Background: an optimization exercise with open tools, aiming at small area. Do not read the settings as production practice.
RTL that was checked went through simulation tests only; none was proved equivalent to the original.
Not every run is shown, and edits may drop behaviour that the tests do not exercise.
Function not checked in run 2: the RTL went through the layout flow alone.
The flow treats the clock pin as an ideal source, which a real chip does not have.
Power figures rest on the tool's default switching activity, not on a simulated workload.

run_1/pins.png
Pins as bars across the die edge, other pins in gray.
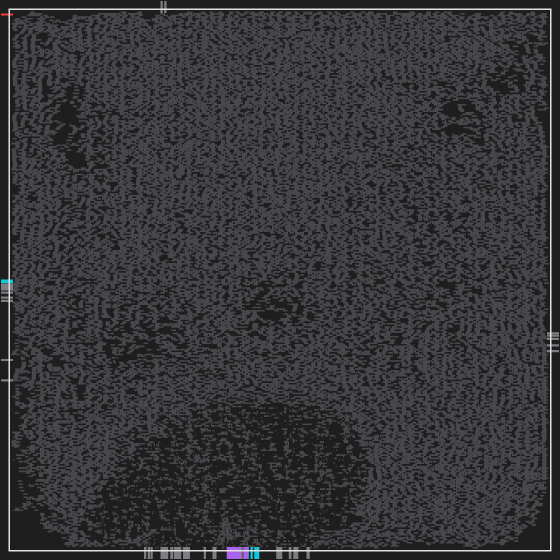
run_1/clock_map.png
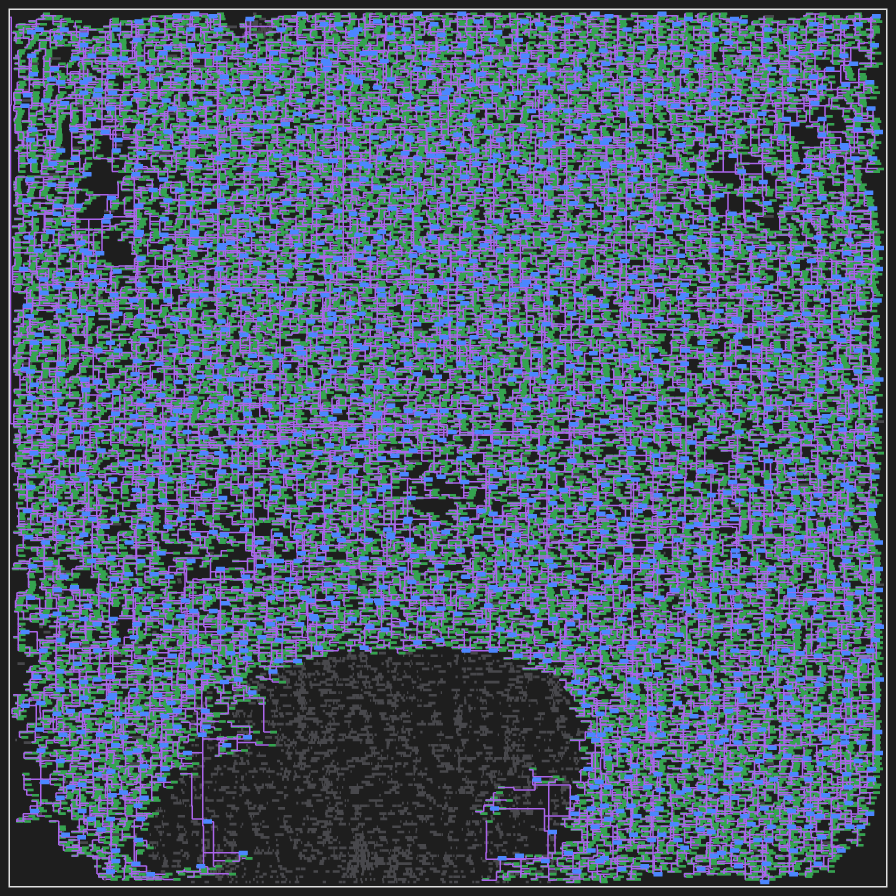
run_1/wire_density.png
23 x 23 tiles, from white (low) to dark blue (high), scaled to the fullest tile. Values are wire area over tile area, all layers added.
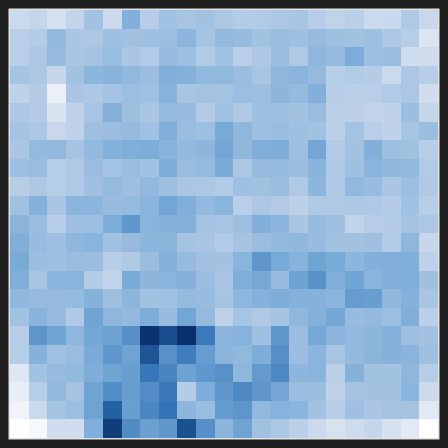
--- flow/run.sh ---
#!/bin/bash
# synth_recipe.tcl (not shown) runs the flow's synth.tcl, then flattens the netlist and writes it again
# the make line also repeats each setting of config.mk as NAME=value (left out here)
make -C /OpenROAD-flow-scripts/flow DESIGN_CONFIG=/design/flow/config.mk WORK_HOME=/design/flow/orfs CLKGATE_MAP_FILE= SYNTH_SCRIPT=/design/flow/synth_recipe.tcl finish
--- flow/config.mk ---
export PLATFORM = sky130hd
export DESIGN_NAME = conv_l1
export DESIGN_NICKNAME = conv_l1
export VERILOG_FILES = /design/flow/design.v
export SDC_FILE = /design/flow/constraint.sdc
export NUM_CORES = 8
export LEC_CHECK = 0
export CAP_MARGIN = 20
export CORE_MARGIN = 2
export CORE_UTILIZATION = 50
export PLACE_DENSITY = 0.6
export SLEW_MARGIN = 20
--- flow/design.v ---
`timescale 1ns / 1ps
module mac(
    input [7:0] in,
    input [7:0] w,
    input [15:0] b,
    output [15:0] out
    );
assign out = w * in + b;
endmodule
`timescale 1ns / 1ps
module shift_mac_l1
(
  input clk,
  input [15:0] data_in,
  output [15:0] data_out
);
reg [15:0] holding_register;
always @ (posedge clk)
  holding_register <= data_in;
assign data_out = holding_register;
endmodule
`timescale 1ns / 1ps
module shift_row_l1
(
  input clk,
  input [7:0] data_in,
  output [8*DEPTH-1:0] data_out
);
parameter DEPTH = 2412;
reg [8*DEPTH-1:0] holding_register;
always @ (posedge clk)
  holding_register <= {holding_register[8*DEPTH-9:0], data_in};
assign data_out = holding_register;
endmodule
`timescale 1ns / 1ps
module conv_l1(
    	input clk,
    	input reset,
    	input [7:0] pxl_in,
		input [7:0] kernel_00, input [7:0] kernel_01, input [7:0] kernel_02,
		input [7:0] kernel_10, input [7:0] kernel_11, input [7:0] kernel_12,
		input [7:0] kernel_20, input [7:0] kernel_21, input [7:0] kernel_22,
    	output [15:0] pxl_out,
		output valid
    );
	localparam ROW = 1200;	 
	localparam COL = 6;	 
	localparam DEPTH = 2*ROW + 2*COL;	 
	wire [8*DEPTH-1:0] line;
	shift_row_l1 #(.DEPTH(DEPTH)) sr(clk, pxl_in, line);
	wire [7:0] x00 = line[8*(2*ROW+2*COL)-1 -: 8];
	wire [7:0] x01 = line[8*(2*ROW+COL)-1 -: 8];
	wire [7:0] x02 = line[8*(2*ROW)-1 -: 8];
	wire [7:0] x10 = line[8*(ROW+2*COL)-1 -: 8];
	wire [7:0] x11 = line[8*(ROW+COL)-1 -: 8];
	wire [7:0] x12 = line[8*ROW-1 -: 8];
	wire [7:0] x20 = line[8*(2*COL)-1 -: 8];
	wire [7:0] x21 = line[8*COL-1 -: 8];
	wire [7:0] x22 = pxl_in;
	wire [15:0] p00, p01, p02, p10, p11, p12, p20, p21, p22;
	mac m00(x00, kernel_00, 16'd0, p00);
	mac m01(x01, kernel_01, p00, p01);
	mac m02(x02, kernel_02, p01, p02);
	mac m10(x10, kernel_10, p02, p10);
	mac m11(x11, kernel_11, p10, p11);
	mac m12(x12, kernel_12, p11, p12);
	mac m20(x20, kernel_20, p12, p20);
	mac m21(x21, kernel_21, p20, p21);
	mac m22(x22, kernel_22, p21, p22);
	assign pxl_out = p22;
	reg [10:0] counter1;	 
	reg [1:0] counter2;	 
	always @(posedge clk) begin
		if (reset) begin
			counter1 <= 0;
			counter2 <= 0; end
		else if (counter1 == 11'd1199) begin
			counter1 <= 0;
			if (counter2 != 2'd2)
				counter2 <= counter2 + 1; end
		else
			counter1 <= counter1 + 1;
	end
	assign valid = (counter2 == 2'd2) && (counter1 >= 11'd12);
endmodule
--- flow/constraint.sdc ---
create_clock -name core_clock -period 12.0 [get_ports {clk}]
set_input_delay 2.4000 -clock core_clock [delete_from_list [all_inputs] [get_ports {clk}]]
set_output_delay 2.4000 -clock core_clock [all_outputs]
set_load 0.01 [all_outputs]
==> reports/qor.txt, run 1 <==
Worst hold path cell count -> 0
Total CTS buffers -> 1757
Status -> timing/DRC/antenna clean
Buffers, non-clock -> 299
Top cell family by delay on the critical path -> adder cells
Chip height -> 906 um
Signal buf overhead -> 0.572%
Pre-CTS setup slack -> -1.32 ns
First-pass GRT wire length -> 762000 um
Post-synthesis sequential area ratio -> 95.1%
Remaining Overflow, GRT -> 0
Top-count cell post-synth -> dfxtp_1
CTS tree -> done
Drt pass-1 iters -> 5
CP Max Fanout -> 3
Postcts setup bufs -> 36
Overall Power -> 131 mW
Initial detailed-routing violation count -> 5322
Clk Latency, worst-skew pair -> 1.24 ns
Largest net degree at the start of global routing -> 24
Multi-input gate share of total cell area -> 3.74%
IO Port Bufs -> 98
Worst-Margin Slew -> 0.886 ns
WP data arrival -> 9.52 ns
Routed Antenna Nets -> 0
WP depth -> 25
Crit path capture type -> output pin
Crit path top cell by count -> fa_1
Placed instance count -> 32495
Count of standard-cell rows -> 331
Placed inst area -> 0.423 mm2
Pwr Density -> 270 mW/mm2
Slowest stage cell, crit path -> fa_2
Setup TNS -> 0 ns
Hold Buf Count CTS -> 0
Area of the multi-input gates -> 0.0181 mm2
Hold Crit Class -> reg -> reg
Cell area after synthesis -> 0.406 mm2
Initial antenna violation count -> 45
DIE WIDTH -> 906 um
HPWL Detailed -> 239000 um
Htree depth -> 7
Non-Filler Instances -> 35699
Fmax -> 0.0839 GHz
Die area -> 0.820 mm2
Max-Slew Margin vs Limit -> 40.9%
Comb_multi_in -> 1453
Register area -> 0.387 mm2
Finished Cell Area -> 0.483 mm2
Diodes inserted -> 15
Tap Cells -> 10822
Post-synth EDFFs -> 0
Top post-synthesis cells by area -> dfxtp_1 95%, fa_1 2.6%, ha_1 0.74%
Core area -> 0.811 mm2
Fin nets -> 24308
CTS sink cnt -> 19309
CTS max path bufs -> 5
#FFs+latches synth -> 19309
Lkg Pwr -> 198 nW
MaxCap Viol Count -> 0
Root Driver -> clkbuf_16
Tcrit/Tclk final -> 99.3%
I/O Pins -> 99
Final Setup Violations -> 0
## Picture notes: pins.png
[`pxl_out`] purple | pins: 16 | direction: output | edge: bottom
[`clk`] red | pins: 1 | direction: input | edge: left
[`kernel_10`] cyan | pins: 8 | direction: input | edge: 5 bottom, 3 left
all pins by edge: 76 bottom, 16 left, 5 right, 2 top

## Picture notes: clock_map.png
[cells driving clock nets] blue | count: 1757
[clock wires] purple | length: 179 mm
[flip-flops] green | count: 19309
flops lie: spread over the die
Clk pwr share: 42.8%
Clk power: 55.8 mW

## Picture notes: wire_density.png
densest ninth of the die: bottom middle
fullest tile: 0.22
nearly empty tiles: 0.40%
mean over tiles: 0.090
tiles over half the peak: 13%
GRT Overall Usage: 11.5%
DR WL/cell: 12.9 um

## run 1: final timing paths
check             slack (ns)                                 end                               start
setup reg to reg       10.45            counter2[1]$_SDFFE_PP0P_              counter1[0]$_SDFF_PP0_
setup / recovery        0.08                         pxl_out[15]                        kernel_10[6]
hold reg to reg         0.21  sr.holding_register[18979]$_DFF_P_  sr.holding_register[18971]$_DFF_P_
hold / removal          0.21  sr.holding_register[18979]$_DFF_P_  sr.holding_register[18971]$_DFF_P_
## run 1: cells by family after synthesis
group	count (synthesis)	share of synthesized area, %
XOR/XNOR	48	0.103
AND/OR/NAND/NOR	624	0.827
adder cells (fa/ha/maj)	761	3.31
AO/OA/AOI/OAI	20	0.0410
flip-flops	19309	95.1
buffers and inverters	647	0.598
## run 1: flip-flops by register name, indices dropped and copies added, names as in the netlist
register and cells:
counter1 11, sr.holding_register 19296, counter2 2
## run 1: per-layer routing
metal	global-route usage, %	part of all wire, %
met5	0	0.0026
met4	5.43	3.6
met3	3.05	4.8
met2	14.6	36
met1	18.0	55
## run 1: report_power, final
group	leakage [nW]	switching [mW]	internal, mW	total (mW)
sequential	156	0.0248	64.2	64.2
clock	29.6	22.0	33.8	55.8
combinational	12.3	5.20	5.35	10.5
==> run 2: too many edits to list; what changed since run 1 <==
flow/design.v: 85 -> 2081 lines; modules unchanged: 0
  fa_cell: new, 10 lines
  sel_cell: new, 11 lines
  conv_l1: edited, 50 -> 2056 lines
  removed: mac, shift_mac_l1, shift_row_l1
==> module fa_cell as of run 2 <==
module fa_cell(
    input a,
    input b,
    input c,
    output s,
    output co
    );
assign s = a ^ b ^ c;
assign co = (a & b) | (a & c) | (b & c);
endmodule
==> module sel_cell as of run 2 <==
module sel_cell(
    input a,
    input x,
    input b,
    input y,
    input c,
    input z,
    output y_n
    );
assign y_n = ~((a & x) | (b & y) | (c & z));
endmodule
==> flow/flow/run.sh (new file) <==
#!/bin/bash
# The standard layout (standard.sh) with a leaner clock tree: clock tree
# synthesis builds sink clusters of buf_12 without dummy loads, then
# post_cts.tcl resizes each leaf buffer to the smallest that keeps the
# flip-flop clock-pin slew under LEAF_SLEW_PS.
set -euo pipefail
here=$(cd "$(dirname "$0")" && pwd)
export CTS_ARGS="-sink_clustering_enable -repair_clock_nets -dont_use_dummy_load -sink_clustering_size 35 -sink_clustering_max_diameter 70 -buf_list sky130_fd_sc_hd__buf_12 -tree_buf sky130_fd_sc_hd__buf_8"
export POST_CTS_TCL="$here/post_cts.tcl"
export LEAF_SLEW_PS=120
export IO_CONSTRAINTS="$here/io.tcl"
export BUFFER_PORTS_ARGS="-buffer_cell sky130_fd_sc_hd__buf_2"
bash standard.sh > standard.log 2>&1
==> flow/flow/io.tcl (new file) <==
# All ports on one stretch of the left edge, next to each other, so the
# adder tree and the pixel taps gather there instead of spreading over the die.
set die [[ord::get_db_block] getDieArea]
set h [expr {[$die dy] / 1000.0}]
set lo [expr {int($h / 2 - 85)}]
set hi [expr {int($h / 2 + 85)}]
set_io_pin_constraint -pin_names [get_ports *] -region left:$lo-$hi
==> flow/flow/leafsize.tcl (new file) <==
# Resize each clock-tree leaf buffer (one that drives only flip-flop clock
# pins) to the smallest of the candidate buffers (listed by rising area) that
# keeps the slew at its flip-flops' clock pins at most target_ps; if none
# does, to the candidate with the lowest slew.
proc leaf_worst_slew {sinks} {
  set w 0
  foreach pin $sinks {
    foreach q {slew_max_rise slew_max_fall} {
      set s [get_property $pin $q]
      if {$s > $w} { set w $s }
    }
  }
  return $w
}

proc leaf_resize {target_ps cands} {
  set target [expr {$target_ps / 1000.0}]
  set block [ord::get_db_block]
  set n 0
  set before 0.0
  set after 0.0
  foreach inst [$block getInsts] {
    if {![string match "clkbuf_*" [$inst getName]]} continue
    set out ""
    foreach it [$inst getITerms] { if {[$it isOutputSignal]} { set out [$it getNet] } }
    if {$out eq "" || $out eq "NULL"} continue
    set leaf 1
    foreach it [$out getITerms] {
      if {[$it isOutputSignal]} continue
      if {![string match "*__df*" [[[$it getInst] getMaster] getName]]} { set leaf 0; break }
    }
    if {!$leaf} continue
    set sinks [get_pins -of_objects [get_nets [$out getName]] -filter "direction==input"]
    if {[llength $sinks] == 0} continue
    set m [$inst getMaster]
    set before [expr {$before + [$m getWidth] * [$m getHeight] / 1e6}]
    set iname [$inst getName]
    set chosen ""
    set best ""
    set bestw 1e9
    foreach c $cands {
      replace_cell [get_cells $iname] $c
      set w [leaf_worst_slew $sinks]
      if {$w <= $target} { set chosen $c; break }
      if {$w < $bestw} { set bestw $w; set best $c }
    }
    if {$chosen eq ""} { set chosen $best; replace_cell [get_cells $iname] $chosen }
    set m [$inst getMaster]
    set after [expr {$after + [$m getWidth] * [$m getHeight] / 1e6}]
    incr n
  }
  puts [format "leaf_resize: %d leaf buffers, area %.1f -> %.1f um2" $n $before $after]
}
==> flow/flow/post_cts.tcl (new file) <==
# Runs at the end of ORFS's CTS step (POST_CTS_TCL): resize the clock-tree
# leaf buffers to the smallest that keeps the flip-flop clock-pin slew low.
source [file join [file dirname [info script]] leafsize.tcl]
set_propagated_clock [all_clocks]
estimate_parasitics -placement
leaf_resize $::env(LEAF_SLEW_PS) {sky130_fd_sc_hd__buf_2 sky130_fd_sc_hd__buf_4 sky130_fd_sc_hd__buf_6 sky130_fd_sc_hd__buf_8 sky130_fd_sc_hd__buf_12 sky130_fd_sc_hd__clkbuf_16 sky130_fd_sc_hd__buf_16}
detailed_placement
check_placement -verbose
==> flow/standard.sh (new file) <==
#!/bin/bash
# synth_recipe.tcl (not shown) runs the flow's synth.tcl, then flattens the netlist and writes it again
# the make line also repeats each setting of config.mk as NAME=value (left out here)
make -C /OpenROAD-flow-scripts/flow DESIGN_CONFIG=/design/flow/config.mk WORK_HOME=/design/flow/orfs CLKGATE_MAP_FILE= SYNTH_SCRIPT=/design/flow/synth_recipe.tcl "${@:-finish}"
--- a/flow/config.mk
+++ b/flow/config.mk
@@ -8,5 +8,7 @@
 export CAP_MARGIN = 20
 export CORE_MARGIN = 2
-export CORE_UTILIZATION = 50
-export PLACE_DENSITY = 0.6
+export CORE_UTILIZATION = 60
+export GPL_TIMING_DRIVEN = 0
+export PLACE_DENSITY = 0.75
 export SLEW_MARGIN = 20
+export SYNTH_HIERARCHICAL = 1
removed: flow/run.sh
run_2/pins.png
Pins as bars across the die edge, other pins in gray.
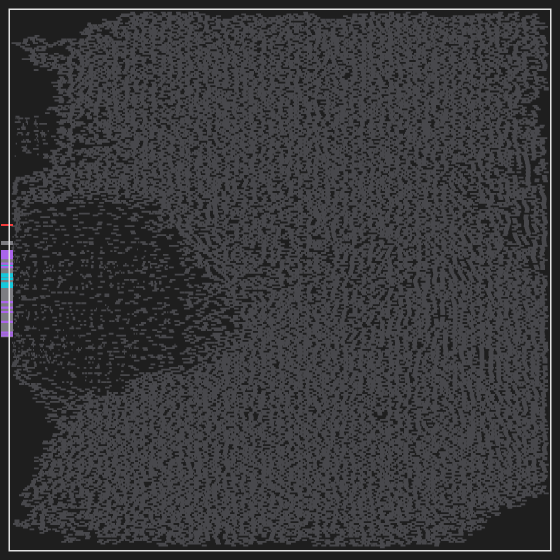
[`kernel_10`] cyan | pins: 8 | direction: input | edge: left
[`clk`] red | pins: 1 | direction: input | edge: left
[`pxl_out`] purple | pins: 16 | direction: output | edge: left
IO Port Bufs: 89
DIE WIDTH: 819 um
chip height: 819 um

==> run 2 against run 1 <==
Effect of this change: the layout now fails its checks (setup timing); utilization up 4.4 points; setup slack worse by 0.45 ns; power down 28%.
==> reports/qor.txt, run 2 <==
Status -> finished with violations
Layout Check Fails -> setup timing
Met3 Usage GRT -> 2.46%
Post-synthesis sequential area ratio -> 97.1%
Most Crowded Layer GR -> met1
Comb pwr share -> 5.7%
Initial detailed-routing violation count -> 8169
Worst path cell trace -> buf_2 -> nor2b_1 -> a222oi_1 -> fa_1 -> fa_1 -> fa_1 -> fa_1 -> fa_1 -> fa_1 -> fa_1 -> fa_1 -> fa_1 -> fa_2 -> inv_2 -> ha_4 -> inv_2 -> fa_2 -> nor2b_4 -> o21a_1 -> nor2_2 -> fa_2 -> inv_2 -> buf_6
Fraction of synthesized area in multiplexers -> 0%
DR WL/cell -> 14.8 um
Remaining Overflow, GRT -> 0
RSZ-0062 raised after global routing -> true
Via count -> 125151
Placed inst area -> 0.410 mm2
Fin nets -> 21482
Cell area after synthesis -> 0.398 mm2
Vias in the first global route -> 125943
Finished Cell Area -> 0.424 mm2
Met2 usage -> 17.7%
Max-slew violation count -> 0
I/O Pins -> 99
Worst hold path cell count -> 0
Worst-path clk slew -> 0.12 ns
Ys Warns -> 7
Sw frac -> 20.7%
Largest reg by FF count -> line
WS Path Type -> in -> out
Hold_ws -> 0.204 ns
Starting density of the core -> 60.1%
Top post-synthesis cells by area -> dfxtp_1 97%, fa_1 1.8%, a222oi_1 0.64%
Tcrit/Tclk final -> 103%
HPWL Detailed -> 240000 um
Worst reg2reg path depth -> 4
Layout cell share with drive strength beyond 1 -> 4.16%
Worst-Margin Slew -> 1.15 ns
Worst setup margin -> -0.371 ns
Clk pwr share -> 26.6%
Fmax -> 0.0808 GHz
Post-synthesis simple-gate area fraction -> 0.298%
Lkg Pwr -> 165 nW
Top cell family by delay on the critical path -> adder cells
DR vias/cell -> 4.20
Yosys cell types -> 32
Routed wl met3 -> 20000 um
Largest regs -> line: 19296 flops, counter1: 11 flops, counter2: 2 flops
Met2 WL post-DR -> 166000 um
Crit path top cell by count -> fa_1
Max-Slew Margin vs Limit -> 23.1%
Largest family of logic cells by synthesized area -> adder cells
Slowest stage cell, crit path -> fa_1
Clk Latency, worst-skew pair -> 1.18 ns
#FFs+latches synth -> 19309
Post-synth EDFFs -> 0
Fin. Hold Viols -> 0
CTS tree -> done
Worst path max stage delay -> 0.65 ns
Crit path capture type -> output pin
Most common cell after layout, fill and taps aside -> dfxtp_1
Buf/Inv on CP -> 5
First-pass GRT wire length -> 703000 um
Adder-Cell Fraction of Synth Area -> 1.85%
Pwr Density -> 223 mW/mm2
Register area -> 0.387 mm2
Routing usage on met1 -> 21.2%
Top-count cell post-synth -> dfxtp_1
Area of the multi-input gates -> 0.0116 mm2
Hold Crit Class -> reg -> reg
CP Max Fanout -> 8
GRT Overall Usage -> 13.0%
Non-Filler Instances -> 29767
Max reg flops -> 19296
Startpoint Class -> input port
Count of standard-cell rows -> 299
NetSw -> 19.6 mW
Largest net degree at the start of global routing -> 36
Initial antenna violation count -> 35
Final wirelength -> 442000 um
Pre-CTS setup slack -> -0.735 ns
WP depth -> 23
Setup TNS -> -1.87 ns
Yosys top cell by area -> dfxtp_1
Post-synthesis xor/xnor area fraction -> 0.0242%
Die area -> 0.670 mm2
Crit path time final -> 12.37 ns
Final core occ -> 64.0%
Routability cong. -> 0.838
CTS sink cnt -> 19309
Synth Flop Type -> dfxtp_1
Core area -> 0.662 mm2
Routed Antenna Nets -> 0
Compound-cell area share of the yosys netlist -> 0.672%
CP Data Required Time -> 9.60 ns
Area growth, synth to finish -> 6.47%
Syn Area/Cell -> 19.7 um2
Placed instance count -> 29087
Final Setup Violations -> 6
WP data arrival -> 9.97 ns
Top cells by count, synth -> 19309 x dfxtp_1, 360 x fa_1, 256 x a222oi_1
Mapped Cells -> 20251
Top sig layer -> met5
MaxCap Viol Count -> 0
Reg power frac -> 67.8%
Drt pass-1 iters -> 11
Overall Power -> 94.6 mW
Peak VDD IR -> 0.00147 V
DRC -> 0
Fin Clk Skew -> 0.142 ns
WL met1 -> 243000 um
Cell-internal power -> 75.0 mW
run_2/registers.png
Bar = 200 um.
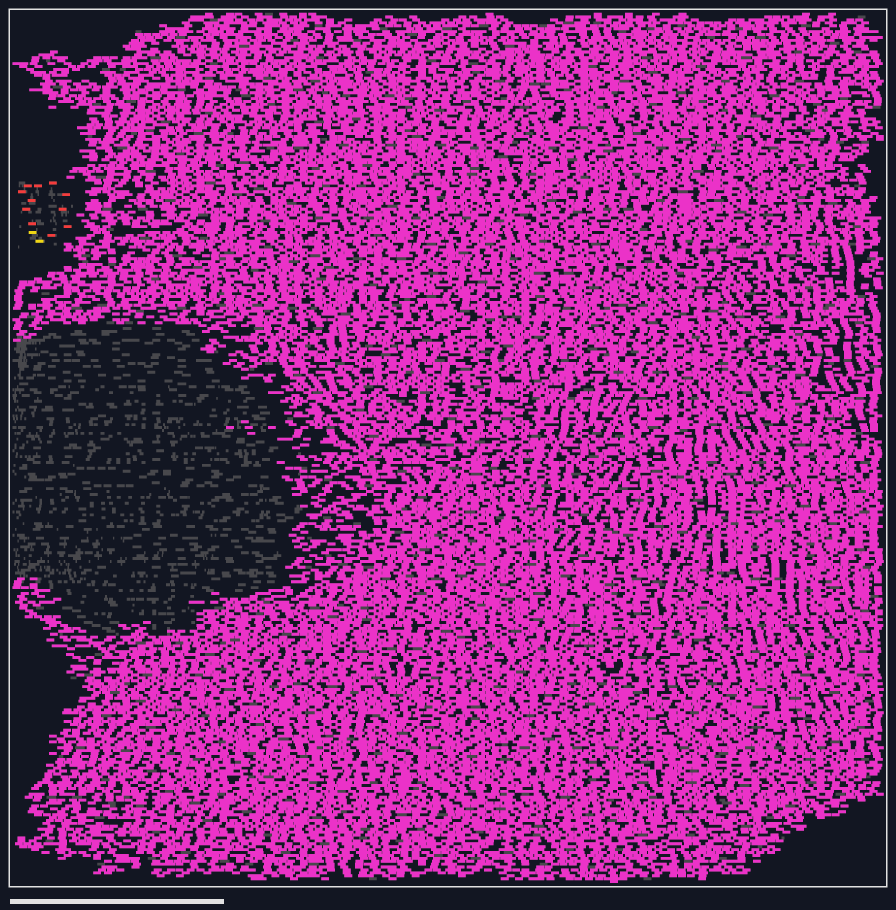
[`line`] magenta | placed flops: 19296 | where: spread over the die
[`counter1`] red | placed flops: 11 | where: top left
[`counter2`] yellow | placed flops: 2

==> run 2: Yosys stat by module, one instance, submodules excluded <==
| module | flip-flops and latches | cells inside | times used |
|---|---|---|---|
| fa_cell | 0 | 1 | 357 |
| sel_cell | 0 | 1 | 256 |
| conv_l1 | 19309 | 19638 | 1 |
==> run 2: layout make-up <==
type | instances | share of cell area (%)
sequential | 19309 | 91.2
clock buffer | 642 | 3.25
multi-input combinational | 897 | 2.74
tap | 8729 | 2.58
timing repair buffer | 125 | 0.175
inverter | 30 | 0.0266
buffer | 22 | 0.0204
antenna | 13 | 0.00768
==> run 2: worst paths after layout <==
check / to / from / slack, ns
worst min-delay path: line[8647]$_DFF_P_ / line[8639]$_DFF_P_ / 0.20
worst max register to register: counter1[3]$_SDFF_PP0_ / counter1[6]$_SDFF_PP0_ / 10.52
worst max-delay path: pxl_out[12] / kernel_00[1] / -0.37
worst min register to register: line[8647]$_DFF_P_ / line[8639]$_DFF_P_ / 0.20
==> run 2: power by group through the flow <==
stage	Clock, mW	Combinational, mW	Sequential [mW]
global placement	0	4.58	65.6
global route	28.1	5.82	64.2
finish	25.1	5.35	64.1
floorplan	0	2.32	65.6
detailed placement	0	4.53	65.6

what the ideal ports hide:
The flow's constraints put no driver on any port. The routed layouts listed below were extracted and timed again, unchanged, in two steps. Step 1 (the two cells are an assumption about what drives the block):
set clk [get_ports {clk}]
set_driving_cell -lib_cell sky130_fd_sc_hd__clkbuf_16 $clk
set_driving_cell -lib_cell sky130_fd_sc_hd__buf_2 [delete_from_list [all_inputs] $clk]
Step 2 moves the port delays by t, midway between the first and last clock arrival at a register: inputs arrive t later, outputs are due t later. That takes back most of the time a late clock gives input paths. Three values: no drivers, after step 1, after step 2; two values: the first two.
run	shift t [ns]	setup WS [ns]	worst slew at a driven data input, ns
run 1	1.329	0.081 / -0.158 / -0.158	0.38
run 2	1.171	-0.371 / -0.549 / -0.549	0.24
Met with ideal ports but missed after step 2: setup timing in run 1. For run 1, which loses most, drivers alone change the setup slack by -0.239 ns; drivers and shift together by -0.239 ns.
